This design comes from an exercise in tuning for small area on the open sky130 flow, not from production work.
Only simulation tests tie the RTL to the original design; equivalence was not proved.

<file path="config.mk">
export PLATFORM = sky130hd
export DESIGN_NAME = butterfly_Best
export DESIGN_NICKNAME = butterfly_Best
export VERILOG_FILES = /design/flow/design.v
export SDC_FILE = /design/flow/constraint.sdc
export NUM_CORES = 4
export LEC_CHECK = 0
export CAP_MARGIN = 20
export CORE_MARGIN = 2
export CORE_UTILIZATION = 40
export SLEW_MARGIN = 20
</file>
<file path="constraint.sdc">
create_clock -name core_clock -period 6.5 [get_ports {clk}]
set_input_delay 1.3000 -clock core_clock [delete_from_list [all_inputs] [get_ports {clk}]]
set_output_delay 1.3000 -clock core_clock [all_outputs]
set_load 0.01 [all_outputs]
</file>
<file path="design.v">
module modadd(input [11:0] A,B,
              output[11:0] C);
wire        [12:0] R;
wire signed [13:0] Rq;
assign R = A + B;
assign Rq= R - 13'd3329;
assign C = (Rq[13] == 0) ? Rq[11:0] : R[11:0];
endmodule
module modsub(input [11:0] A,B,
              output[11:0] C);
wire signed [12:0] R;
wire signed [12:0] Rq;
assign R = A - B;
assign Rq= R + 13'd3329;
assign C = (R[12] == 0) ? R[11:0] : Rq[11:0];
endmodule
module div2(input [11:0] x,
            output[11:0] y);
wire [10:0] x0and;
assign x0and = {11{x[0]}} & 11'd1665;
assign y     = x[11:1] + x0and;
endmodule
`timescale 1ns / 1ps
module butterfly_best_KRED(
    input clk,
    input [11:0] a,
    input [11:0] b,
    output [11:0] c_mod_q
    );   
reg [23:0] high_reg;
always @(posedge clk) begin
    high_reg <= a*b;
end
function [63:0] LUT_parameter;
 input [3:0] LUT_index;
 integer i;
 integer full_output;
 begin
    for (i=0; i<64; i=i+1) begin
        full_output = (i << 18) % 3329;
        LUT_parameter[i] = full_output[LUT_index];
    end
 end
endfunction
wire [11:0] LUT_out;
generate
    genvar i;
    for (i=0; i<12; i=i+1) begin: LUTS
      localparam [63:0] INIT = LUT_parameter(i);
      assign LUT_out[i] = INIT[high_reg[23:18]];
    end
endgenerate
wire [18:0] LUT_reduced;
assign LUT_reduced = high_reg[17:0] + LUT_out;
reg [18:0] LUT_reduced_reg;
always @(posedge clk) begin
    LUT_reduced_reg <= LUT_reduced;
end
wire [13:0] Kred_upper;
wire [10:0] Kred_lower;
assign Kred_upper =  LUT_reduced_reg[18:8] - {2'b0, LUT_reduced_reg[7:0], 3'b0};
assign Kred_lower = {2'b0, LUT_reduced_reg[7:0]} + {LUT_reduced_reg[7:0], 2'b0};
wire [12:0] Kred_result;
assign Kred_result = Kred_upper - Kred_lower;
reg [12:0] Kred_result_reg;
always @(posedge clk) begin
    Kred_result_reg <= Kred_result;
end
wire [12:0] total_sum;
assign total_sum = Kred_result_reg;
wire [12:0] plus_or_zero_q;
assign plus_or_zero_q = (total_sum[12] ? 12'hd01 : 0);
assign c_mod_q = total_sum + plus_or_zero_q;
endmodule
module butterfly_Best(input clk,rst,
                 input CT,
                 input PWM,
                 input [11:0] A,B,W,
                 output[11:0] E,O,        
                 output[11:0] MUL,        
                 output[11:0] ADD,SUB);   
reg  [11:0] Ar0,Ar1,Ar2,Ar3;
wire [11:0] w0,w1;
wire [11:0] w2,w3;
reg  [11:0] w2r0,w3r0;
reg  [11:0] w2r1,w2r2,w2r3,w2r4;
wire [11:0] w2r1d2;
wire [11:0] w4;
reg  [11:0] Wr0;
wire [11:0] Ww;
wire [11:0] w5;
reg  [11:0] w5r0;
wire [11:0] w5r0d2;
wire [11:0] w6;
reg  [11:0] w6r0;
wire [11:0] w7;
always @(posedge clk or posedge rst) begin
    if(rst)
        {Ar0,Ar1,Ar2,Ar3} <= 48'd0;
    else
        {Ar0,Ar1,Ar2,Ar3} <= (PWM) ? {w5r0,Ar0,Ar1,Ar2} : {A,Ar0,Ar1,Ar2};
end
assign w0 = (CT) ? w5r0 : B;
assign w1 = (CT) ? ((PWM) ? Ar1 : Ar3) : A;
modadd ma0(w1,w0,w2);
modsub ms0(w1,w0,w3);
always @(posedge clk or posedge rst) begin
    if(rst)
        {w2r0,w3r0} <= 0;
    else
        {w2r0,w3r0} <= {w2,w3};
end
always @(posedge clk or posedge rst) begin
    if(rst)
        {w2r1,w2r2,w2r3,w2r4} <= 48'd0;
    else
        {w2r1,w2r2,w2r3,w2r4} <= {w2r0,w2r1d2,w2r2,w2r3};
end
div2 d0(w2r1,w2r1d2);
assign w7 = (CT) ? w2r0 : w2r4;
assign w4 = (CT) ? B : w3r0;
always @(posedge clk or posedge rst) begin
    if(rst)
        Wr0 <= 0;
    else
        Wr0 <= W;
end
assign Ww = (CT) ? W : Wr0;
butterfly_best_KRED Our_reduction(clk,Ww,w4,w5);
always @(posedge clk or posedge rst) begin
    if(rst)
        w5r0 <= 0;
    else
        w5r0 <= w5;
end
div2 d1(w5r0,w5r0d2);
assign w6 = (CT) ? w3r0 : w5r0d2;
always @(posedge clk or posedge rst) begin
    if(rst)
        w6r0 <= 0;
    else
        w6r0 <= w6;
end
assign E = w7;
assign O = w6r0;
assign MUL = w5r0;
assign ADD = w2r0;
assign SUB = w3r0;
endmodule
</file>
<file path="run.sh">
#!/bin/bash
# synth_recipe.tcl (not shown) runs the flow's synth.tcl, then flattens the netlist and writes it again
# the make line also repeats each setting of config.mk as NAME=value (left out here)
make -C /OpenROAD-flow-scripts/flow DESIGN_CONFIG=/design/flow/config.mk WORK_HOME=/design/flow/orfs CLKGATE_MAP_FILE= SYNTH_SCRIPT=/design/flow/synth_recipe.tcl finish
</file>
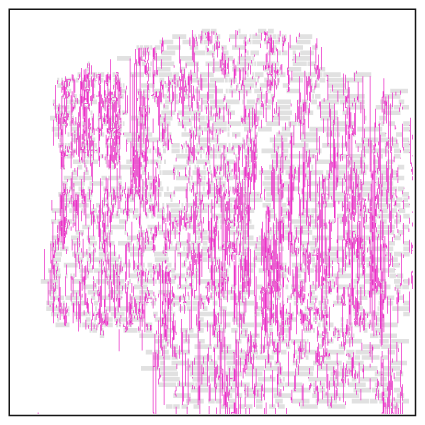
*M2 wires*
(2 px per µm)
main direction: vertical
nets with wire on the layer: 1739
met2 usage: 31.7%
vias: 11.7k

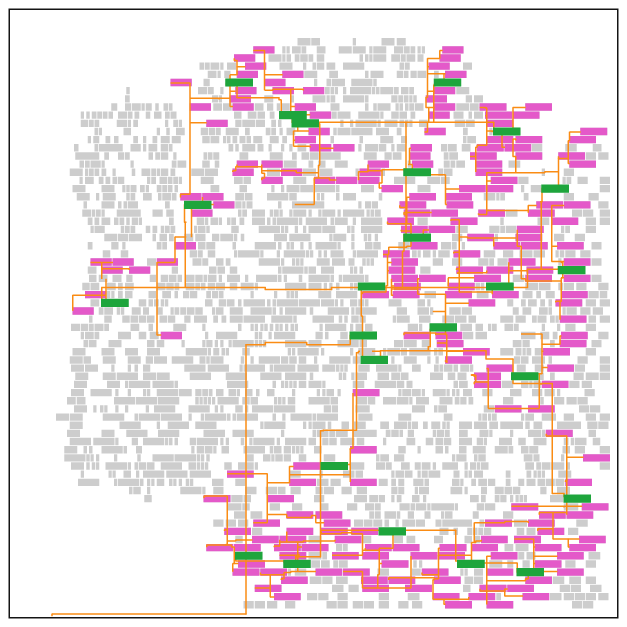
*Clock wires, drivers and flops*
(3 px per µm)
[orange] clock wires | length: 2720 µm
[green] clock drivers | count: 24
[magenta] flip-flops | count: 212
routed clock nets: 25
Setup Skew: 0.0141 ns

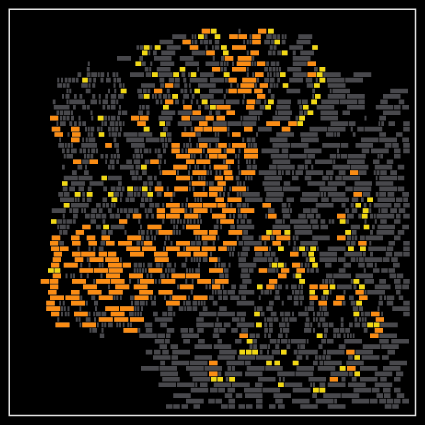
*Selected gate families*
(2 px per µm)
[orange] adder and majority cells | cells: 254
[yellow] XOR/XNOR gates | cells: 111 | where: widely spread
Final Non-Filler Cells: 2319
fraction of area in multi-input gates: 52.2%
most common cell after layout, fill and taps aside: inv_1

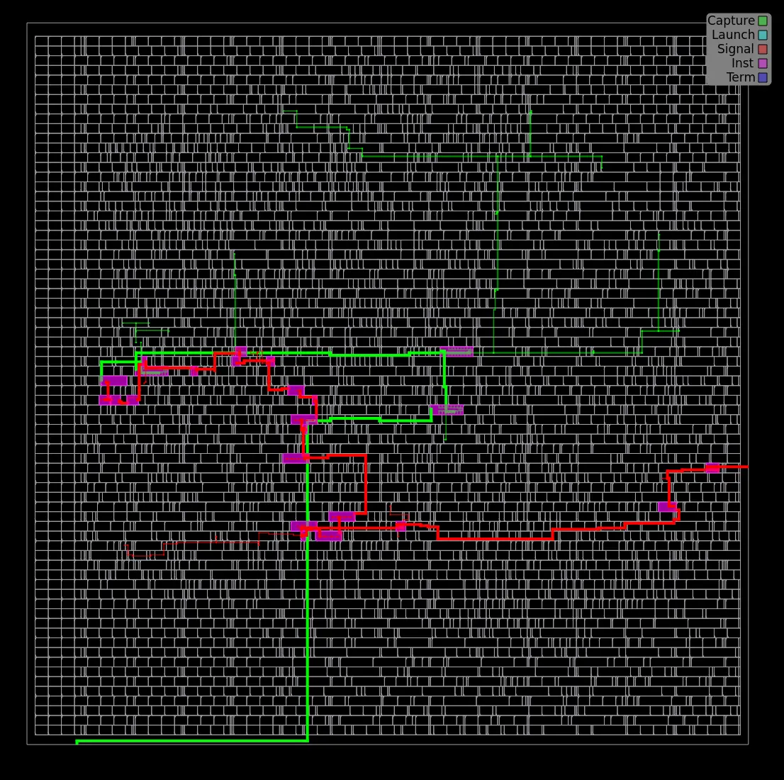
*The worst timing path*
setup TNS: 0 ns
final setup margin: 0.245 ns
clock period minus worst slack: 6.26 ns
post-layout util: 48.4%

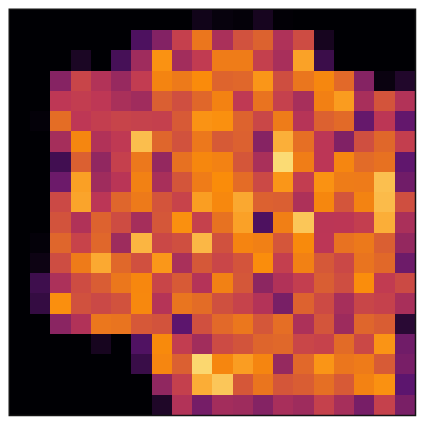
*Cell density map*
(2 px per µm) The die is cut into 20 by 20 equal tiles; black is low, pale yellow is high, 0 to 100% covered.
nearly empty tiles: 21%
mean over tiles: 44%
fullest tile: 92%
Core ar.: 38700 µm²
initial core utilization: 40.6%

==> qor.csv <==
stage,metric,value,unit
run_status,outcome,timing/DRC/antenna clean,
worst_hold_path,hold_path_depth,0,
clock_tree,clock-sinks,212,
clock_tree,hold_buffers,0,
setup_path,worst_ep_arrival_time,6.65,ns
global_route,grt_usage,18.8,%
place,dp.cells,2278,
timing,fmax,160,MHz
route,drc,0,
setup_path,path_class,primary input to flop,
timing,hold_viol_final,0,
setup_path,worst-r2r-setup-slack,1.09,ns
job,max_cap_violations,0,
timing,setup_viol,0,
global_route,grt.busiest_layer,met2,
yosys,async_flop_share,73.6,%
layout,fin_nets,2079,
clock_tree,cts.clk_slew.worst_paths,0.06,ns
clock_tree,post-cts-setup-buffers,0,
yosys,yosysUniqueCellTypes,78,
timing,rsz0062_at_grt,yes,
yosys,yosys_warnings,2,
yosys,synth_edf_count,0,
setup_path,worstPathRequired,6.90,ns
route,ant_nets,0,
setup_path,rr_worst_depth,19,
layout,n_fill_cell,3679,
yosys,yosysSeqAreaShare,31.9,%
clock_tree,clkLatencyLatePin,0.52,ns
yosys,ys_ff_latch,212,
place,gp_congestion,0.844,
die,die_h,202,µm
clock_tree,clock_path_buffers,3,
clock_tree,cts_tree,built,
setup_path,critPathLaunchType,primary input,
yosys,yosysTopAreaCell,dfrtp_1,
route,drt-pass1-iter-count,5,
timing,post-route-period-util,96.2,%
setup_path,end_kind,flop,
setup_path,setup.worst_path.start,B[9],
place,portBuffers,99,
yosys,postSynthNetCount,1900,
global_route,met1_usage,26.4,%
timing,slew_violations,0,
yosys,avgSynthCellArea,9.79,µm²
global_route,grt_pass1_vias,12200,
layout,diodes,0,
layout,largest_reg_flops,24,
die,die_x,202,µm
place,pre_cts_ws,-0.370,ns
die,die_area,40900,µm²
die,ioPinCount,100,
yosys,syn_area,15700,µm²
yosys,yosys.area.top_type_share,24.8,%
place,dp_hpwl,29.9,mm
==> logic make-up after synthesis <==
| family | count (synthesis) | synth area share (%) |
|---|---|---|
| AND/OR/NAND/NOR | 419 | 12.4 |
| AO/OA/AOI/OAI | 258 | 10.9 |
| adder cells (fa/ha/maj) | 254 | 25.5 |
| buffers and inverters | 252 | 6.04 |
| flip-flops | 212 | 31.9 |
| XOR/XNOR | 111 | 6.18 |
| multiplexers | 101 | 7.08 |
==> stage by stage <==
step	cell area [µm²]	util, %	hold WS [ns]
floorplan	15800	-	0.331
global placement	18000	46.5	0.331
finish	18800	48.4	0.342
global route	18800	48.4	0.345
CTS	18700	48.4	0.344
detailed placement	18000	46.5	0.335
==> synthesized netlist by cell type, types with 11 or more instances <==
library cell  instances
inv_1               200
dfrtp_1             156
ha_1                142
nand2_1             134
nor2_1              132
fa_1                111
xnor2_1              83
a21oi_1              78
dfxtp_1              56
o21ai_0              55
mux2_2               52
mux2i_1              46
clkbuf_1             38
nand3_1              31
xor2_1               28
a21o_1               23
nor3_1               21
and3_1               17
and2_1               16
nor2b_1              13
a211oi_1             12
or2_2                12
a31oi_1              11
==> worst max-delay path, stage by stage <==
cell	delay (ns)
clkdlybuf4s50_1	0.45
mux2i_2	0.34
buf_4	0.25
nor2_1	0.07
fa_1	0.46
fa_1	0.52
fa_1	0.55
fa_1	0.56
inv_1	0.06
fa_1	0.53
inv_1	0.04
ha_1	0.33
and3_1	0.18
and3_1	0.18
o2111ai_1	0.12
nand3_1	0.16
nand2_1	0.11
o2111ai_1	0.12
a21o_1	0.20
xnor2_1	0.11
==> per-layer routing <==
metal	part of all wire (%)	vias to the layer above
met1	48	5750
met2	47	228
met5	0	-
met3	3.8	33
li1	-	5705
met4	1.2	0
==> worst paths after layout <==
path                                                 endpoint
min in group asynchronous                    Ar2[9]$_DFF_PP0_
max reg2reg                Our_reduction.high_reg[23]$_DFF_P_
max                        Our_reduction.high_reg[23]$_DFF_P_
min                                         w2r3[2]$_DFF_PP0_
min reg2reg                                 w2r3[2]$_DFF_PP0_
max in group asynchronous                   w3r0[3]$_DFF_PP0_
==> final cells by class <==
type	count	area, µm²	share of cell area, %
clock buffer	32	651	3.47
clock inverter	9	87.6	0.467
inverter	201	759	4.05
multi-input combinational	1143	9810	52.2
sequential	212	5020	26.8
tap	518	648	3.45
timing repair buffer	204	1790	9.55

-- port drivers added, routing unchanged --
Ports are ideal in the flow. The routed layout listed here was re-timed in OpenROAD. Step 1 sets driving cells, clkbuf_16 on the clock port and buf_2 on the other inputs (assumed; they add their load-dependent delay and slew). Step 2 also shifts input and output timing later by t, the mid clock arrival at the registers, as if the neighbouring blocks saw the same clock. Three values: ideal ports, drivers, drivers and shift; two values: the first two.
shift t [ns]: 0.564
slack for setup (ns): 0.245 / 0.267 / -0.297
hold slack, ns: 0.342 / 0.342 / 0.342
With both steps, setup timing fails in this run, where it was met with ideal ports. For this run, drivers alone change the setup slack by +0.022 ns; drivers and shift together by -0.542 ns.
